Context: an optimization exercise on an open-source flow, tuned for small area and a short achievable clock period. The choices shown serve that exercise and are no tape-out recipe. Where RTL was checked, it was by simulation tests only, not by an equivalence proof against the original. Some runs may be left out. An edit can pass the tests and still lose a function that they never use. Only the layout flow was run in run 2; the RTL was not checked for function there.

$ cat flow/design.v
module recip_lut(n, mantissa);
input  wire [6:0] n;
output reg [3:0] mantissa;
always@*
begin
case(n[6:0])
7'b0000000: mantissa = 4'b0000;
7'b0000001: mantissa = 4'b1111;
7'b0000010: mantissa = 4'b1111;
7'b0000011: mantissa = 4'b1111;
7'b0000100: mantissa = 4'b1111;
7'b0000101: mantissa = 4'b1110;
7'b0000110: mantissa = 4'b1110;
7'b0000111: mantissa = 4'b1110;
7'b0001000: mantissa = 4'b1110;
7'b0001001: mantissa = 4'b1101;
7'b0001010: mantissa = 4'b1101;
7'b0001011: mantissa = 4'b1101;
7'b0001100: mantissa = 4'b1101;
7'b0001101: mantissa = 4'b1101;
7'b0001110: mantissa = 4'b1100;
7'b0001111: mantissa = 4'b1100;
7'b0010000: mantissa = 4'b1100;
7'b0010001: mantissa = 4'b1100;
7'b0010010: mantissa = 4'b1100;
7'b0010011: mantissa = 4'b1011;
7'b0010100: mantissa = 4'b1011;
7'b0010101: mantissa = 4'b1011;
7'b0010110: mantissa = 4'b1011;
7'b0010111: mantissa = 4'b1011;
7'b0011000: mantissa = 4'b1010;
7'b0011001: mantissa = 4'b1010;
7'b0011010: mantissa = 4'b1010;
7'b0011011: mantissa = 4'b1010;
7'b0011100: mantissa = 4'b1010;
7'b0011101: mantissa = 4'b1010;
7'b0011110: mantissa = 4'b1001;
7'b0011111: mantissa = 4'b1001;
7'b0100000: mantissa = 4'b1001;
7'b0100001: mantissa = 4'b1001;
7'b0100010: mantissa = 4'b1001;
7'b0100011: mantissa = 4'b1001;
7'b0100100: mantissa = 4'b1000;
7'b0100101: mantissa = 4'b1000;
7'b0100110: mantissa = 4'b1000;
7'b0100111: mantissa = 4'b1000;
7'b0101000: mantissa = 4'b1000;
7'b0101001: mantissa = 4'b1000;
7'b0101010: mantissa = 4'b1000;
7'b0101011: mantissa = 4'b0111;
7'b0101100: mantissa = 4'b0111;
7'b0101101: mantissa = 4'b0111;
7'b0101110: mantissa = 4'b0111;
7'b0101111: mantissa = 4'b0111;
7'b0110000: mantissa = 4'b0111;
7'b0110001: mantissa = 4'b0111;
7'b0110010: mantissa = 4'b0111;
7'b0110011: mantissa = 4'b0110;
7'b0110100: mantissa = 4'b0110;
7'b0110101: mantissa = 4'b0110;
7'b0110110: mantissa = 4'b0110;
7'b0110111: mantissa = 4'b0110;
7'b0111000: mantissa = 4'b0110;
7'b0111001: mantissa = 4'b0110;
7'b0111010: mantissa = 4'b0110;
7'b0111011: mantissa = 4'b0101;
7'b0111100: mantissa = 4'b0101;
7'b0111101: mantissa = 4'b0101;
7'b0111110: mantissa = 4'b0101;
7'b0111111: mantissa = 4'b0101;
7'b1000000: mantissa = 4'b0101;
7'b1000001: mantissa = 4'b0101;
7'b1000010: mantissa = 4'b0101;
7'b1000011: mantissa = 4'b0101;
7'b1000100: mantissa = 4'b0100;
7'b1000101: mantissa = 4'b0100;
7'b1000110: mantissa = 4'b0100;
7'b1000111: mantissa = 4'b0100;
7'b1001000: mantissa = 4'b0100;
7'b1001001: mantissa = 4'b0100;
7'b1001010: mantissa = 4'b0100;
7'b1001011: mantissa = 4'b0100;
7'b1001100: mantissa = 4'b0100;
7'b1001101: mantissa = 4'b0011;
7'b1001110: mantissa = 4'b0011;
7'b1001111: mantissa = 4'b0011;
7'b1010000: mantissa = 4'b0011;
7'b1010001: mantissa = 4'b0011;
7'b1010010: mantissa = 4'b0011;
7'b1010011: mantissa = 4'b0011;
7'b1010100: mantissa = 4'b0011;
7'b1010101: mantissa = 4'b0011;
7'b1010110: mantissa = 4'b0011;
7'b1010111: mantissa = 4'b0011;
7'b1011000: mantissa = 4'b0010;
7'b1011001: mantissa = 4'b0010;
7'b1011010: mantissa = 4'b0010;
7'b1011011: mantissa = 4'b0010;
7'b1011100: mantissa = 4'b0010;
7'b1011101: mantissa = 4'b0010;
7'b1011110: mantissa = 4'b0010;
7'b1011111: mantissa = 4'b0010;
7'b1100000: mantissa = 4'b0010;
7'b1100001: mantissa = 4'b0010;
7'b1100010: mantissa = 4'b0010;
7'b1100011: mantissa = 4'b0010;
7'b1100100: mantissa = 4'b0001;
7'b1100101: mantissa = 4'b0001;
7'b1100110: mantissa = 4'b0001;
7'b1100111: mantissa = 4'b0001;
7'b1101000: mantissa = 4'b0001;
7'b1101001: mantissa = 4'b0001;
7'b1101010: mantissa = 4'b0001;
7'b1101011: mantissa = 4'b0001;
7'b1101100: mantissa = 4'b0001;
7'b1101101: mantissa = 4'b0001;
7'b1101110: mantissa = 4'b0001;
7'b1101111: mantissa = 4'b0001;
7'b1110000: mantissa = 4'b0001;
7'b1110001: mantissa = 4'b0000;
7'b1110010: mantissa = 4'b0000;
7'b1110011: mantissa = 4'b0000;
7'b1110100: mantissa = 4'b0000;
7'b1110101: mantissa = 4'b0000;
7'b1110110: mantissa = 4'b0000;
7'b1110111: mantissa = 4'b0000;
7'b1111000: mantissa = 4'b0000;
7'b1111001: mantissa = 4'b0000;
7'b1111010: mantissa = 4'b0000;
7'b1111011: mantissa = 4'b0000;
7'b1111100: mantissa = 4'b0000;
7'b1111101: mantissa = 4'b0000;
7'b1111110: mantissa = 4'b0000;
7'b1111111: mantissa = 4'b0000;
endcase
end
endmodule
module float_recip(clk,rst,i_cip,i_sj,i_vstart,i_vector_length,i_v0,i_v1,i_v2,i_v3,i_v4,i_v5,i_v6,i_v7,o_result, o_busy);
input  wire clk;         
input  wire rst;
input  wire [15:0] i_cip;     
input  wire i_vstart;
input  wire [6:0] i_vector_length;
input wire [63:0] i_v0;
input wire [63:0] i_v1;
input wire [63:0] i_v2;
input wire [63:0] i_v3;
input wire [63:0] i_v4;
input wire [63:0] i_v5;
input wire [63:0] i_v6;
input wire [63:0] i_v7;
input  wire [63:0] i_sj;
output reg [63:0] o_result;
output wire       o_busy;
reg  [2:0]  cur_j;
reg  [7:0]  reservation_time;
reg  [15:0]  sj [8:0];  
wire [63:0]  selected_src;
reg  [63:0]  tmp_src;
reg  [63:0]  v_src;
wire [3:0]  x_init;
reg  [4:0]  x0, x0_2, x0_3, x0_4;
reg  [9:0]  x1_a;
reg  [10:0] x1_b1;
reg  [10:0] x1_b2;
wire [15:0] x1_c;
reg  [7:0]  x1, x1_2, x1_3, x1_4;
reg  [15:0] x2_a;
reg  [16:0] x2_b1;
reg  [16:0] x2_b2;
wire [24:0] x2_c;
reg  [15:0] x2, x2_2, x2_3, x2_4;
reg  [31:0] x3_a;
reg  [32:0] x3_b1;
reg  [32:0] x3_b2;
wire [48:0] x3_c;
reg  [47:0] x3;
reg  [47:0] x3_2;
reg [14:0] exponent_1;
reg [14:0] exponent_2;
reg [14:0] exponent_3;
reg [14:0] exponent_4;
reg [14:0] exponent_5;
reg [14:0] exponent_6;
reg [14:0] exponent_7;
reg [14:0] exponent_8;
reg [14:0] exponent_9;
reg [14:0] exponent_10;
reg [14:0] exponent_11;
reg [14:0] exponent_12;
reg [12:0] sign;
reg [12:0] is_half;
always@*
   begin
	   case(cur_j)
		   3'o0:v_src = i_v0;
			3'o1:v_src = i_v1;
			3'o2:v_src = i_v2;
			3'o3:v_src = i_v3;
			3'o4:v_src = i_v4;
			3'o5:v_src = i_v5;
			3'o6:v_src = i_v6;
			3'o7:v_src = i_v7;
		endcase
	end
assign selected_src = (reservation_time==7'b0) ? i_sj : v_src;
always@(posedge clk)
   if(rst)
	    reservation_time <= 7'b0;
	else if(i_vstart)
	    reservation_time <= i_vector_length + 7'b0000100;    
	else if(reservation_time!=7'b0)
	    reservation_time <= reservation_time - 7'b1;
always@(posedge clk)
   if(i_vstart)
      cur_j <= i_cip[5:3];
assign o_busy = (reservation_time != 7'b0);
always@(posedge clk)
   o_result <= is_half[12] ? {sign[12],exponent_12,1'b1,47'b0} : {sign[12],exponent_12,x3};
always@(posedge clk)
begin
   sj[0] <= selected_src[47:32];
	sj[1] <= sj[0];
	sj[2] <= sj[1];
	sj[3] <= sj[2];
	sj[4] <= sj[3];
	sj[5] <= sj[4];
	sj[6] <= sj[5];
	sj[7] <= sj[6];
	sj[8] <= sj[7];
end
always@(posedge clk)
begin
   is_half[0] <= (selected_src[47:40]==8'b10000000);
   is_half[12:1] <= is_half[11:0];
end
recip_lut lut(.n(selected_src[46:40]), .mantissa(x_init));
always@(posedge clk)
begin
   x0   <= {1'b1,x_init};
   x0_2 <= x0;                
	x0_3 <= x0_2;
	x0_4 <= x0_3;
end
always@(posedge clk)
   x1_a <= x0 * sj[0][15:11];
always@(posedge clk)
   x1_b1 <= (11'b10000000000 - {1'b0,x1_a});
always@(posedge clk)
   x1_b2 <= x1_b1[10] ? x1_b1 : x1_b1[9] ? x1_b1 << 1 :  x1_b1 << 2;
assign x1_c = x0_4 * x1_b2;
always@(posedge clk)
begin
   x1 <= x1_c[15] ? x1_c[15:8] : x1_c[14] ? x1_c[14:7] : x1_c[13:6];
	x1_2 <= x1;
	x1_3 <= x1_2;
	x1_4 <= x1_3;
end
always@(posedge clk)
   x2_a <= x1 * sj[4][15:8];
always@(posedge clk)
   x2_b1 <= (17'b10000000000000000 - {1'b0,x2_a});
always@(posedge clk)
   x2_b2 <= x2_b1[16] ? x2_b1 : x2_b1[15] ? x2_b1 << 1 : x2_b1 << 2;
assign x2_c = x1_4 * x2_b2;
always@(posedge clk)
begin
   x2 <= x2_c[24] ? x2_c[24:9] : x2_c[23] ? x2_c[23:8] : x2_c[22:7];
	x2_2 <= x2;
	x2_3 <= x2_2;
	x2_4 <= x2_3;
end
always@(posedge clk)
   x3_a <= x2 * sj[8];
always@(posedge clk)
   x3_b1 <= (33'b100000000000000000000000000000000 - {1'b0,x3_a});
always@(posedge clk)
   x3_b2 <= x3_b1[32] ? x3_b1 : x3_b1[31] ? x3_b1 << 1 : x3_b1 << 2;
assign x3_c = x2_4 * x3_b2;
always@(posedge clk)
begin
   x3[47:0] <= x3_c[48] ? x3_c[48:1] : x3_c[47] ? x3_c[47:0] : {x3_c[46:0],1'b0};
end
always@(posedge clk)
   tmp_src <= selected_src[63:0];
always@(posedge clk)
   begin
	   exponent_1 <= (tmp_src[47:40]==8'b10000000) ? (tmp_src[62] ? (~(tmp_src[62:48]-15'b10) + 15'b1) : (~(tmp_src[62:48]+15'b10) + 15'b1)) : (tmp_src[62] ? (~(tmp_src[62:48]-15'b1) + 15'b1) : (~(tmp_src[62:48]+15'b1) + 15'b1)) ;
		exponent_2 <= exponent_1;
		exponent_3 <= exponent_2;
		exponent_4 <= exponent_3;
		exponent_5 <= exponent_4;
		exponent_6 <= exponent_5;
		exponent_7 <= exponent_6;
		exponent_8 <= exponent_7;
		exponent_9 <= exponent_8;
		exponent_10 <= exponent_9;
		exponent_11 <= exponent_10;
		exponent_12 <= exponent_11;
	end
always@(posedge clk)
   begin
      sign[0]    <= selected_src[63];
		sign[12:1] <= sign[11:0];
   end
endmodule
$ cat flow/run.sh
#!/bin/bash
# synth_recipe.tcl (not shown) runs the flow's synth.tcl, then flattens the netlist and writes it again
# the make line also repeats each setting of config.mk as NAME=value (left out here)
make -C /OpenROAD-flow-scripts/flow DESIGN_CONFIG=/design/flow/config.mk WORK_HOME=/design/flow/orfs CLKGATE_MAP_FILE= SYNTH_SCRIPT=/design/flow/synth_recipe.tcl finish
$ cat flow/config.mk
export PLATFORM = sky130hd
export DESIGN_NAME = float_recip
export DESIGN_NICKNAME = float_recip
export VERILOG_FILES = /design/flow/design.v
export SDC_FILE = /design/flow/constraint.sdc
export NUM_CORES = 4
export LEC_CHECK = 0
export CAP_MARGIN = 20
export CORE_MARGIN = 2
export CORE_UTILIZATION = 40
export PLACE_DENSITY = 0.6
export SLEW_MARGIN = 20
$ cat flow/constraint.sdc
create_clock -name core_clock -period 10.0 [get_ports {clk}]
set_input_delay 2.0000 -clock core_clock [delete_from_list [all_inputs] [get_ports {clk}]]
set_output_delay 2.0000 -clock core_clock [all_outputs]
set_load 0.01 [all_outputs]
==> run_1/pdn.png <==
Pins as bars on the die edge. Tap cells in gray.
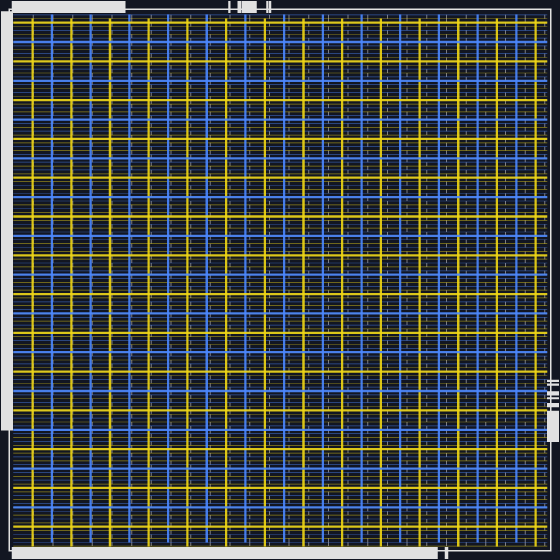
net	color
VDD	blue
VSS	yellow
met4 straps	27
rows	137
tap cells	1876
signal pins	667
met5 straps	27
Core ar.: 0.140 sq mm
die height: 379 microns

==> run_1/final_congestion.png <==
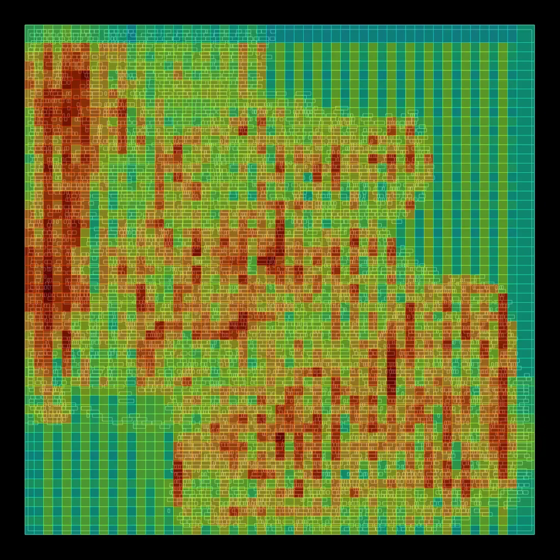
GR met1 Demand/Resource: 23.3%
Most Crowded Layer GR: met2
grt met3 use: 2.75%
Total GRT Usage: 19.3%

==> impl_metrics.env, run 1 <==
export IMPL_crit_end="x3[25]$_DFF_P_"
export IMPL_biggestCellCategory="multi-input combinational cells"
export IMPL_synth_compound_area_share_pct=6.39
export IMPL_wl_per_cell_microns=17.0
export IMPL_critical_path_max_stage_delay_ps=1060
export IMPL_crit_buf_inv=7
export IMPL_cp_depth=23
export IMPL_n_all_buffers=398
export IMPL_netlist_area_leader_share_pct=28.0
export IMPL_drt_initial_drc_count=1845
export IMPL_r2r_start="x2_4[4]$_DFF_P_"
export IMPL_pre_cts_slack_ps=1620
export IMPL_hold_class="flop to flop"
export IMPL_tapCellCount=1876
export IMPL_seq_share_pct=24.3
export IMPL_drc_errors=0
export IMPL_path_clk_slew_ps=80
export IMPL_gp_congestion=0.927
export IMPL_synth_avg_cell_area_sq_um=9.74
export IMPL_totalWireLength_mm=136
export IMPL_synth_edf_count=3
export IMPL_maxSlewHeadroom_pct=24.8
export IMPL_status="finished clean"
export IMPL_grt_pass1_vias=40700
export IMPL_clockNetworkAreaShare_pct=4.49
export IMPL_timing_hold_ws_ps=255
==> run_1/port_nets.png <==
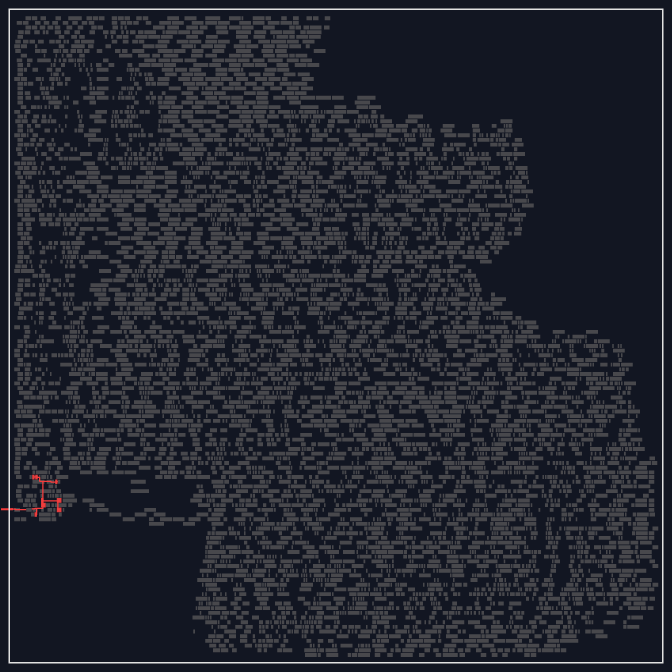
port	color	direction	edge	end cells	buffers	wire
`rst`	red	input	left	8	1	70.2 microns
port buffer count: 365
# IOs: 667

==> run 2: too many edits to list; what changed since run 1 <==
flow/design.v: 306 -> 2031 lines; modules unchanged: 0
  recip_x2_lut: new, 265 lines
  float_recip: edited, 169 -> 123 lines
  mul_a: new, 559 lines
  mul_c: new, 1067 lines
  rfa: new, 6 lines
  rha: new, 6 lines
  rbp: new, 5 lines
  removed: recip_lut
==> module recip_x2_lut as of run 2 <==
module recip_x2_lut(n, y);
input  wire [7:0] n;
output reg [14:0] y;
always @*
begin
case (n)
8'd0: y = 15'h0000;
8'd1: y = 15'h770f;
8'd2: y = 15'h761f;
8'd3: y = 15'h752f;
8'd4: y = 15'h743f;
8'd5: y = 15'h6b9b;
8'd6: y = 15'h6aba;
8'd7: y = 15'h69d9;
8'd8: y = 15'h616e;
8'd9: y = 15'h5a0c;
8'd10: y = 15'h5946;
8'd11: y = 15'h5880;
8'd12: y = 15'h57ba;
8'd13: y = 15'h56f5;
8'd14: y = 15'h4ef0;
8'd15: y = 15'h4e38;
8'd16: y = 15'h4821;
8'd17: y = 15'h4773;
8'd18: y = 15'h46c5;
8'd19: y = 15'h3fef;
8'd20: y = 15'h3f4c;
8'd21: y = 15'h3eaa;
8'd22: y = 15'h3e07;
8'd23: y = 15'h3d65;
8'd24: y = 15'h3280;
8'd25: y = 15'h31f0;
8'd26: y = 15'h3160;
8'd27: y = 15'h30d0;
8'd28: y = 15'h3040;
8'd29: y = 15'h2fb0;
8'd30: y = 15'h2955;
8'd31: y = 15'h28cf;
8'd32: y = 15'h242e;
8'd33: y = 15'h23af;
8'd34: y = 15'h2330;
8'd35: y = 15'h22b2;
8'd36: y = 15'h1d5e;
8'd37: y = 15'h1ce8;
8'd38: y = 15'h1c71;
8'd39: y = 15'h1bfb;
8'd40: y = 15'h1791;
8'd41: y = 15'h1721;
8'd42: y = 15'h16b2;
8'd43: y = 15'h1191;
8'd44: y = 15'h1129;
8'd45: y = 15'h10c1;
8'd46: y = 15'h1059;
8'd47: y = 15'h0ff2;
8'd48: y = 15'h0c7b;
8'd49: y = 15'h0c19;
8'd50: y = 15'h0bb6;
8'd51: y = 15'h06c8;
8'd52: y = 15'h066d;
8'd53: y = 15'h0611;
8'd54: y = 15'h05b6;
8'd55: y = 15'h055a;
8'd56: y = 15'h0207;
8'd57: y = 15'h01b0;
8'd58: y = 15'h015a;
8'd59: y = 15'h792e;
8'd60: y = 15'h788e;
8'd61: y = 15'h77ee;
8'd62: y = 15'h774f;
8'd63: y = 15'h76af;
8'd64: y = 15'h71b8;
8'd65: y = 15'h711e;
8'd66: y = 15'h7085;
8'd67: y = 15'h6fec;
8'd68: y = 15'h682d;
8'd69: y = 15'h679f;
8'd70: y = 15'h6711;
8'd71: y = 15'h6682;
8'd72: y = 15'h604a;
8'd73: y = 15'h5fc4;
8'd74: y = 15'h5f3e;
8'd75: y = 15'h5eb8;
8'd76: y = 15'h5e32;
8'd77: y = 15'h31cb;
8'd78: y = 15'h30d1;
8'd79: y = 15'h2fd7;
8'd80: y = 15'h2c86;
8'd81: y = 15'h2b98;
8'd82: y = 15'h2aaa;
8'd83: y = 15'h29bb;
8'd84: y = 15'h28cd;
8'd85: y = 15'h27df;
8'd86: y = 15'h26f0;
8'd87: y = 15'h2602;
8'd88: y = 15'h1fba;
8'd89: y = 15'h1ee7;
8'd90: y = 15'h1e15;
8'd91: y = 15'h1d43;
8'd92: y = 15'h1c71;
8'd93: y = 15'h1b9e;
8'd94: y = 15'h1acc;
8'd95: y = 15'h19fa;
8'd96: y = 15'h1784;
8'd97: y = 15'h16bb;
8'd98: y = 15'h15f2;
8'd99: y = 15'h1528;
8'd100: y = 15'h1125;
8'd101: y = 15'h106d;
8'd102: y = 15'h0fb5;
8'd103: y = 15'h0efe;
8'd104: y = 15'h0d00;
8'd105: y = 15'h0c4f;
8'd106: y = 15'h0b9e;
8'd107: y = 15'h0aed;
8'd108: y = 15'h0a3b;
8'd109: y = 15'h098a;
8'd110: y = 15'h08d9;
8'd111: y = 15'h0828;
8'd112: y = 15'h0610;
8'd113: y = 15'h0307;
8'd114: y = 15'h026b;
8'd115: y = 15'h01cf;
8'd116: y = 15'h0133;
8'd117: y = 15'h0096;
8'd118: y = 15'h7ff5;
8'd119: y = 15'h7ebc;
8'd120: y = 15'h7b51;
8'd121: y = 15'h7a24;
8'd122: y = 15'h78f8;
8'd123: y = 15'h77cc;
8'd124: y = 15'h76a0;
8'd125: y = 15'h7574;
8'd126: y = 15'h7448;
8'd127: y = 15'h731c;
8'd128: y = 15'h7000;
8'd129: y = 15'h7e02;
8'd130: y = 15'h7c06;
8'd131: y = 15'h7a0a;
8'd132: y = 15'h780e;
8'd133: y = 15'h7612;
8'd134: y = 15'h7416;
8'd135: y = 15'h721a;
8'd136: y = 15'h70f0;
8'd137: y = 15'h6f2e;
8'd138: y = 15'h6d6c;
8'd139: y = 15'h6baa;
8'd140: y = 15'h69e8;
8'd141: y = 15'h6826;
8'd142: y = 15'h6677;
8'd143: y = 15'h64b9;
8'd144: y = 15'h638d;
8'd145: y = 15'h61fb;
8'd146: y = 15'h6068;
8'd147: y = 15'h5ede;
8'd148: y = 15'h5d4f;
8'd149: y = 15'h5bc0;
8'd150: y = 15'h5a31;
8'd151: y = 15'h58a2;
8'd152: y = 15'h5793;
8'd153: y = 15'h562a;
8'd154: y = 15'h54c1;
8'd155: y = 15'h5358;
8'd156: y = 15'h51ef;
8'd157: y = 15'h5086;
8'd158: y = 15'h4f2e;
8'd159: y = 15'h4dc8;
8'd160: y = 15'h4ccc;
8'd161: y = 15'h4b86;
8'd162: y = 15'h4a41;
8'd163: y = 15'h48fc;
8'd164: y = 15'h47b7;
8'd165: y = 15'h4672;
8'd166: y = 15'h452d;
8'd167: y = 15'h43e8;
8'd168: y = 15'h430c;
8'd169: y = 15'h41e3;
8'd170: y = 15'h40ba;
8'd171: y = 15'h3f98;
8'd172: y = 15'h3e72;
8'd173: y = 15'h3d4c;
8'd174: y = 15'h3c26;
8'd175: y = 15'h3b00;
8'd176: y = 15'h3a2e;
8'd177: y = 15'h3920;
8'd178: y = 15'h3811;
8'd179: y = 15'h370a;
8'd180: y = 15'h35ff;
8'd181: y = 15'h34f3;
8'd182: y = 15'h33e8;
8'd183: y = 15'h32dc;
8'd184: y = 15'h3216;
8'd185: y = 15'h311e;
8'd186: y = 15'h3027;
8'd187: y = 15'h2f36;
8'd188: y = 15'h2e41;
8'd189: y = 15'h2d4c;
8'd190: y = 15'h2c58;
8'd191: y = 15'h2b63;
8'd192: y = 15'h2aaa;
8'd193: y = 15'h29c8;
8'd194: y = 15'h28e6;
8'd195: y = 15'h2804;
8'd196: y = 15'h2722;
8'd197: y = 15'h2641;
8'd198: y = 15'h255f;
8'd199: y = 15'h247d;
8'd200: y = 15'h23d5;
8'd201: y = 15'h2306;
8'd202: y = 15'h2236;
8'd203: y = 15'h2167;
8'd204: y = 15'h2097;
8'd205: y = 15'h1fd0;
8'd206: y = 15'h1f03;
8'd207: y = 15'h1e36;
8'd208: y = 15'h1d89;
8'd209: y = 15'h1cc8;
8'd210: y = 15'h1c08;
8'd211: y = 15'h1b47;
8'd212: y = 15'h1a87;
8'd213: y = 15'h19c6;
8'd214: y = 15'h1905;
8'd215: y = 15'h1845;
8'd216: y = 15'h17b3;
8'd217: y = 15'h1701;
8'd218: y = 15'h164f;
8'd219: y = 15'h159c;
8'd220: y = 15'h14ea;
8'd221: y = 15'h1438;
8'd222: y = 15'h1386;
8'd223: y = 15'h12d4;
8'd224: y = 15'h1249;
8'd225: y = 15'h11a2;
8'd226: y = 15'h10fb;
8'd227: y = 15'h1055;
8'd228: y = 15'h0fb5;
8'd229: y = 15'h0f10;
8'd230: y = 15'h0e6c;
8'd231: y = 15'h0dc8;
8'd232: y = 15'h0d3d;
8'd233: y = 15'h0ca2;
8'd234: y = 15'h0c07;
8'd235: y = 15'h0b6b;
8'd236: y = 15'h0ad0;
8'd237: y = 15'h0a35;
8'd238: y = 15'h0999;
8'd239: y = 15'h08fe;
8'd240: y = 15'h0888;
8'd241: y = 15'h07f7;
8'd242: y = 15'h0767;
8'd243: y = 15'h06d6;
8'd244: y = 15'h0646;
8'd245: y = 15'h05b5;
8'd246: y = 15'h0525;
8'd247: y = 15'h0494;
8'd248: y = 15'h0421;
8'd249: y = 15'h0398;
8'd250: y = 15'h0310;
8'd251: y = 15'h0288;
8'd252: y = 15'h0200;
8'd253: y = 15'h0178;
8'd254: y = 15'h00f0;
8'd255: y = 15'h0068;
endcase
end
endmodule
==> module rbp as of run 2 <==
module rbp(one, two, neg, a, b, p);
input wire one, two, neg, a, b;
output wire p;
assign p = ((one & a) | (two & b)) ^ neg;
endmodule
==> module rfa as of run 2 <==
module rfa(a, b, c, s, co);
input wire a, b, c;
output wire s, co;
assign s = a ^ b ^ c;
assign co = (a & b) | (a & c) | (b & c);
endmodule
==> module float_recip as of run 2 <==
module float_recip(clk,rst,i_cip,i_sj,i_vstart,i_vector_length,i_v0,i_v1,i_v2,i_v3,i_v4,i_v5,i_v6,i_v7,o_result, o_busy);
input  wire clk;         
input  wire rst;
input  wire [15:0] i_cip;     
input  wire i_vstart;
input  wire [6:0] i_vector_length;
input wire [63:0] i_v0;
input wire [63:0] i_v1;
input wire [63:0] i_v2;
input wire [63:0] i_v3;
input wire [63:0] i_v4;
input wire [63:0] i_v5;
input wire [63:0] i_v6;
input wire [63:0] i_v7;
input  wire [63:0] i_sj;
output reg [63:0] o_result;
output wire       o_busy;
reg  [7:0] reservation_time;
reg        busy;         
reg  [7:0] vsel;         
always @(posedge clk)
   if (rst)
      reservation_time <= 8'd0;
   else if (i_vstart)
      reservation_time <= {1'b0, i_vector_length} + 8'd4;    
   else if (reservation_time != 8'd0)
      reservation_time <= reservation_time - 8'd1;
wire busy_next = ~rst & (i_vstart | (reservation_time[7:1] != 7'd0));
always @(posedge clk)
begin
   busy <= busy_next;
   if (i_vstart)
      vsel <= busy_next ? (8'd1 << i_cip[5:3]) : 8'd0;
   else
      vsel <= busy_next ? vsel : 8'd0;
end
assign o_busy = busy;
wire [31:0] src = ({32{~busy}}   & i_sj[63:32]) |
                  ({32{vsel[0]}} & i_v0[63:32]) |
                  ({32{vsel[1]}} & i_v1[63:32]) |
                  ({32{vsel[2]}} & i_v2[63:32]) |
                  ({32{vsel[3]}} & i_v3[63:32]) |
                  ({32{vsel[4]}} & i_v4[63:32]) |
                  ({32{vsel[5]}} & i_v5[63:32]) |
                  ({32{vsel[6]}} & i_v6[63:32]) |
                  ({32{vsel[7]}} & i_v7[63:32]);
reg        s0;
reg [14:0] e0;
reg [15:0] d0;
always @(posedge clk)
begin
   s0 <= src[31];
   e0 <= src[30:16];
   d0 <= src[15:0];
end
wire        half0 = (d0[15:8] == 8'h80);
wire [14:0] exp0  = half0 ? (e0[14] ? (~(e0 - 15'd2) + 15'd1) : (~(e0 + 15'd2) + 15'd1))
                          : (e0[14] ? (~(e0 - 15'd1) + 15'd1) : (~(e0 + 15'd1) + 15'd1));
reg [15:0] se1, se2, se3, se4, se5, se6, se7, se8, se9, se10, se11, se12;    
reg [15:0] d1, d2, d3, d4, d5, d6, d7, d8, d9;
always @(posedge clk)
begin
   se1  <= {s0, exp0};
   se2  <= se1;
   se3  <= se2;
   se4  <= se3;
   se5  <= se4;
   se6  <= se5;
   se7  <= se6;
   se8  <= se7;
   se9  <= se8;
   se10 <= se9;
   se11 <= se10;
   se12 <= se11;
   d1 <= d0;
   d2 <= d1;
   d3 <= d2;
   d4 <= d3;
   d5 <= d4;
   d6 <= d5;
   d7 <= d6;
   d8 <= d7;
   d9 <= d8;
end
wire [14:0] x2_tab;
recip_x2_lut lut(.n(d8[15:8]), .y(x2_tab));
reg [14:0] x2_9, x2_10, x2_11;
reg        half9, half10, half11, half12;
always @(posedge clk)
begin
   x2_9   <= x2_tab;
   x2_10  <= x2_9;
   x2_11  <= x2_10;
   half9  <= (d8[15:8] == 8'h80);
   half10 <= half9;
   half11 <= half10;
   half12 <= half11;
end
wire [32:0] b3_a, b3_b;
mul_a ma(.yl(x2_9), .m(d9), .ra(b3_a), .rb(b3_b));
reg  [32:0] b3a_10, b3b_10;
always @(posedge clk)
begin
   b3a_10 <= b3_a;
   b3b_10 <= b3_b;
end
wire [32:0] b3 = b3a_10 + b3b_10;
reg  [32:0] n3_11;
always @(posedge clk)
   n3_11 <= b3[32] ? b3 : b3[31] ? {b3[31:0], 1'b0} : {b3[30:0], 2'b0};
wire [48:0] c3_a, c3_b;
mul_c mc(.yl(x2_11), .m(n3_11), .ra(c3_a), .rb(c3_b));
reg  [48:0] c3a_12, c3b_12;
always @(posedge clk)
begin
   c3a_12 <= c3_a;
   c3b_12 <= c3_b;
end
wire [48:0] c3 = c3a_12 + c3b_12;
wire [47:0] x3 = c3[48] ? c3[48:1] : c3[47] ? c3[47:0] : {c3[46:0], 1'b0};
always @(posedge clk)
   o_result <= half12 ? {se12, 1'b1, 47'b0} : {se12, x3};
endmodule
==> module rha as of run 2 <==
module rha(a, b, s, co);
input wire a, b;
output wire s, co;
assign s = a ^ b;
assign co = a & b;
endmodule
--- a/flow/config.mk
+++ b/flow/config.mk
@@ -11,2 +11,4 @@
 export PLACE_DENSITY = 0.6
 export SLEW_MARGIN = 20
+export SYNTH_HIERARCHICAL = 1
+export SYNTH_MINIMUM_KEEP_SIZE = 0
==> run 2 against run 1 <==
  * Hold slack better by 55 ps
  * Critical path type unchanged
  * Die area decreased by 19%
  * Area after synthesis is 19% lower
==> impl_metrics.env, run 2 <==
export IMPL_status="finished clean"
export IMPL_die_h_microns=341
export IMPL_cp_start_kind="flop"
export IMPL_grt_pass1_wl_mm=210
export IMPL_biggestCellCategory="multi-input combinational cells"
export IMPL_gp_congestion=0.970
export IMPL_pre_cts_slack_ps=5370
export IMPL_synth_avg_cell_area_sq_um=10.5
export IMPL_critical_path_max_stage_delay_ps=680
export IMPL_path_clk_slew_ps=70
export IMPL_cp_depth=10
export IMPL_n_all_buffers=476
export IMPL_crit_buf_inv=2
export IMPL_dp_cells=5984
export IMPL_wl_per_cell_microns=22.4
export IMPL_largest_reg_flops=64
export IMPL_critPathCaptureType="flop"
export IMPL_r2r_start="x2_11[9]$_DFF_P_"
export IMPL_multi_input_area_share_pct=55.4
export IMPL_required_ps=10550
export IMPL_dr_max_layer_used="met5"
export IMPL_use_met1_pct=30.4
export IMPL_rsz0062_at_grt="false"
export IMPL_synthMostInstantiatedCell="dfxtp_1"
export IMPL_clockNetworkAreaShare_pct=5.22
export IMPL_netlist_area_leader_share_pct=30.3
export IMPL_grt_pass1_vias=35000
export IMPL_crit_slowest_cell="buf_4"
export IMPL_totalWireLength_mm=137
export IMPL_vias_per_cell=5.68
export IMPL_hold_class="flop to flop"
export IMPL_maxSlewHeadroom_pct=18.6
export IMPL_final_cell_mix="673 x dfxtp_1, 461 x xnor2_1, 376 x a22oi_2"
export IMPL_synthCells=4330
export IMPL_tapCellCount=1500
export IMPL_drt_initial_drc_count=3185
export IMPL_criticalPathCategory="flop to flop"
export IMPL_io_buffers=365
export IMPL_netlist_area_sq_mm=0.0454
export IMPL_crit_end="c3b_12[20]$_DFF_P_"
export IMPL_pin_count=667
export IMPL_synth_compound_area_share_pct=24.3
export IMPL_synth_edf_count=8
export IMPL_grt_busiest_layer="met2"
export IMPL_timing_hold_ws_ps=310
==> run_2/cell_classes.png <==
Scale bar: 100 microns.
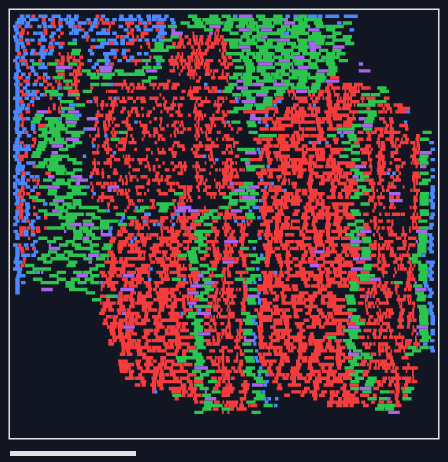
class	color	cells
clock drivers and dummy loads	purple	140
all other logic	red	3313
flip-flops	green	695
other buffers and delay cells	blue	476
sequential share of cell area: 26.6%
Core ar.: 0.112 sq mm

==> run_2/final_congestion.png <==
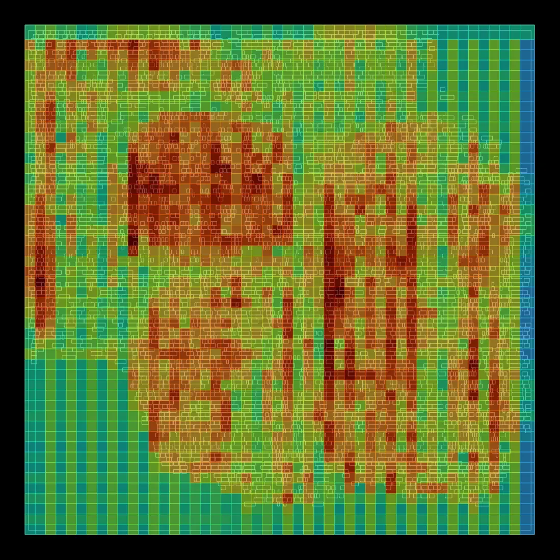
grt met3 use: 4.26%
final core utilization: 46.8%
Global Route met2 Usage: 37.3%

==> run_2/metal_stack.png <==
Two of the layers only.
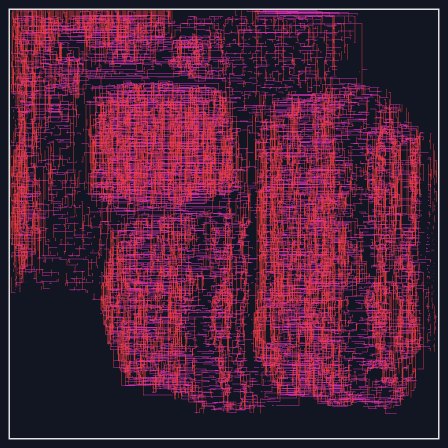
layer	color	wire length
met1	magenta	58.3 mm
met2	red	63.1 mm
via count: 34800
Total GRT Usage: 23.0%

afterwards: timing with drivers on the ports:
How much do the figures lean on ideal ports? The routed layouts below were timed once more, with nothing changed but the port constraints.
Step 1 (the two cells are an assumption about what drives the block):
set clk [get_ports {clk}]
set_driving_cell -lib_cell sky130_fd_sc_hd__clkbuf_16 $clk
set_driving_cell -lib_cell sky130_fd_sc_hd__buf_2 [delete_from_list [all_inputs] $clk]
Step 2 moves the port delays by t, midway between the first and last clock arrival at a register: inputs arrive t later, outputs are due t later. That takes back most of the time a late clock gives input paths.
Slacks: ideal / step 1 / step 2; pairs: ideal / step 1.
| run | shift t [ns] | slack for setup (ns) | hold WS [ns] | slew at the worst register clock pin (ns) | worst data-port slew with drivers (ns) |
|---|---|---|---|---|---|
| run 1 | 0.751 | 1.681 / 1.681 / 1.681 | 0.255 / 0.255 / 0.255 | 0.08 / 0.08 | 0.19 |
| run 2 | 0.707 | 5.318 / 5.318 / 5.318 | 0.310 / 0.310 / 0.310 | 0.07 / 0.07 | 0.10 |
After both steps setup and hold are still met in every run listed.
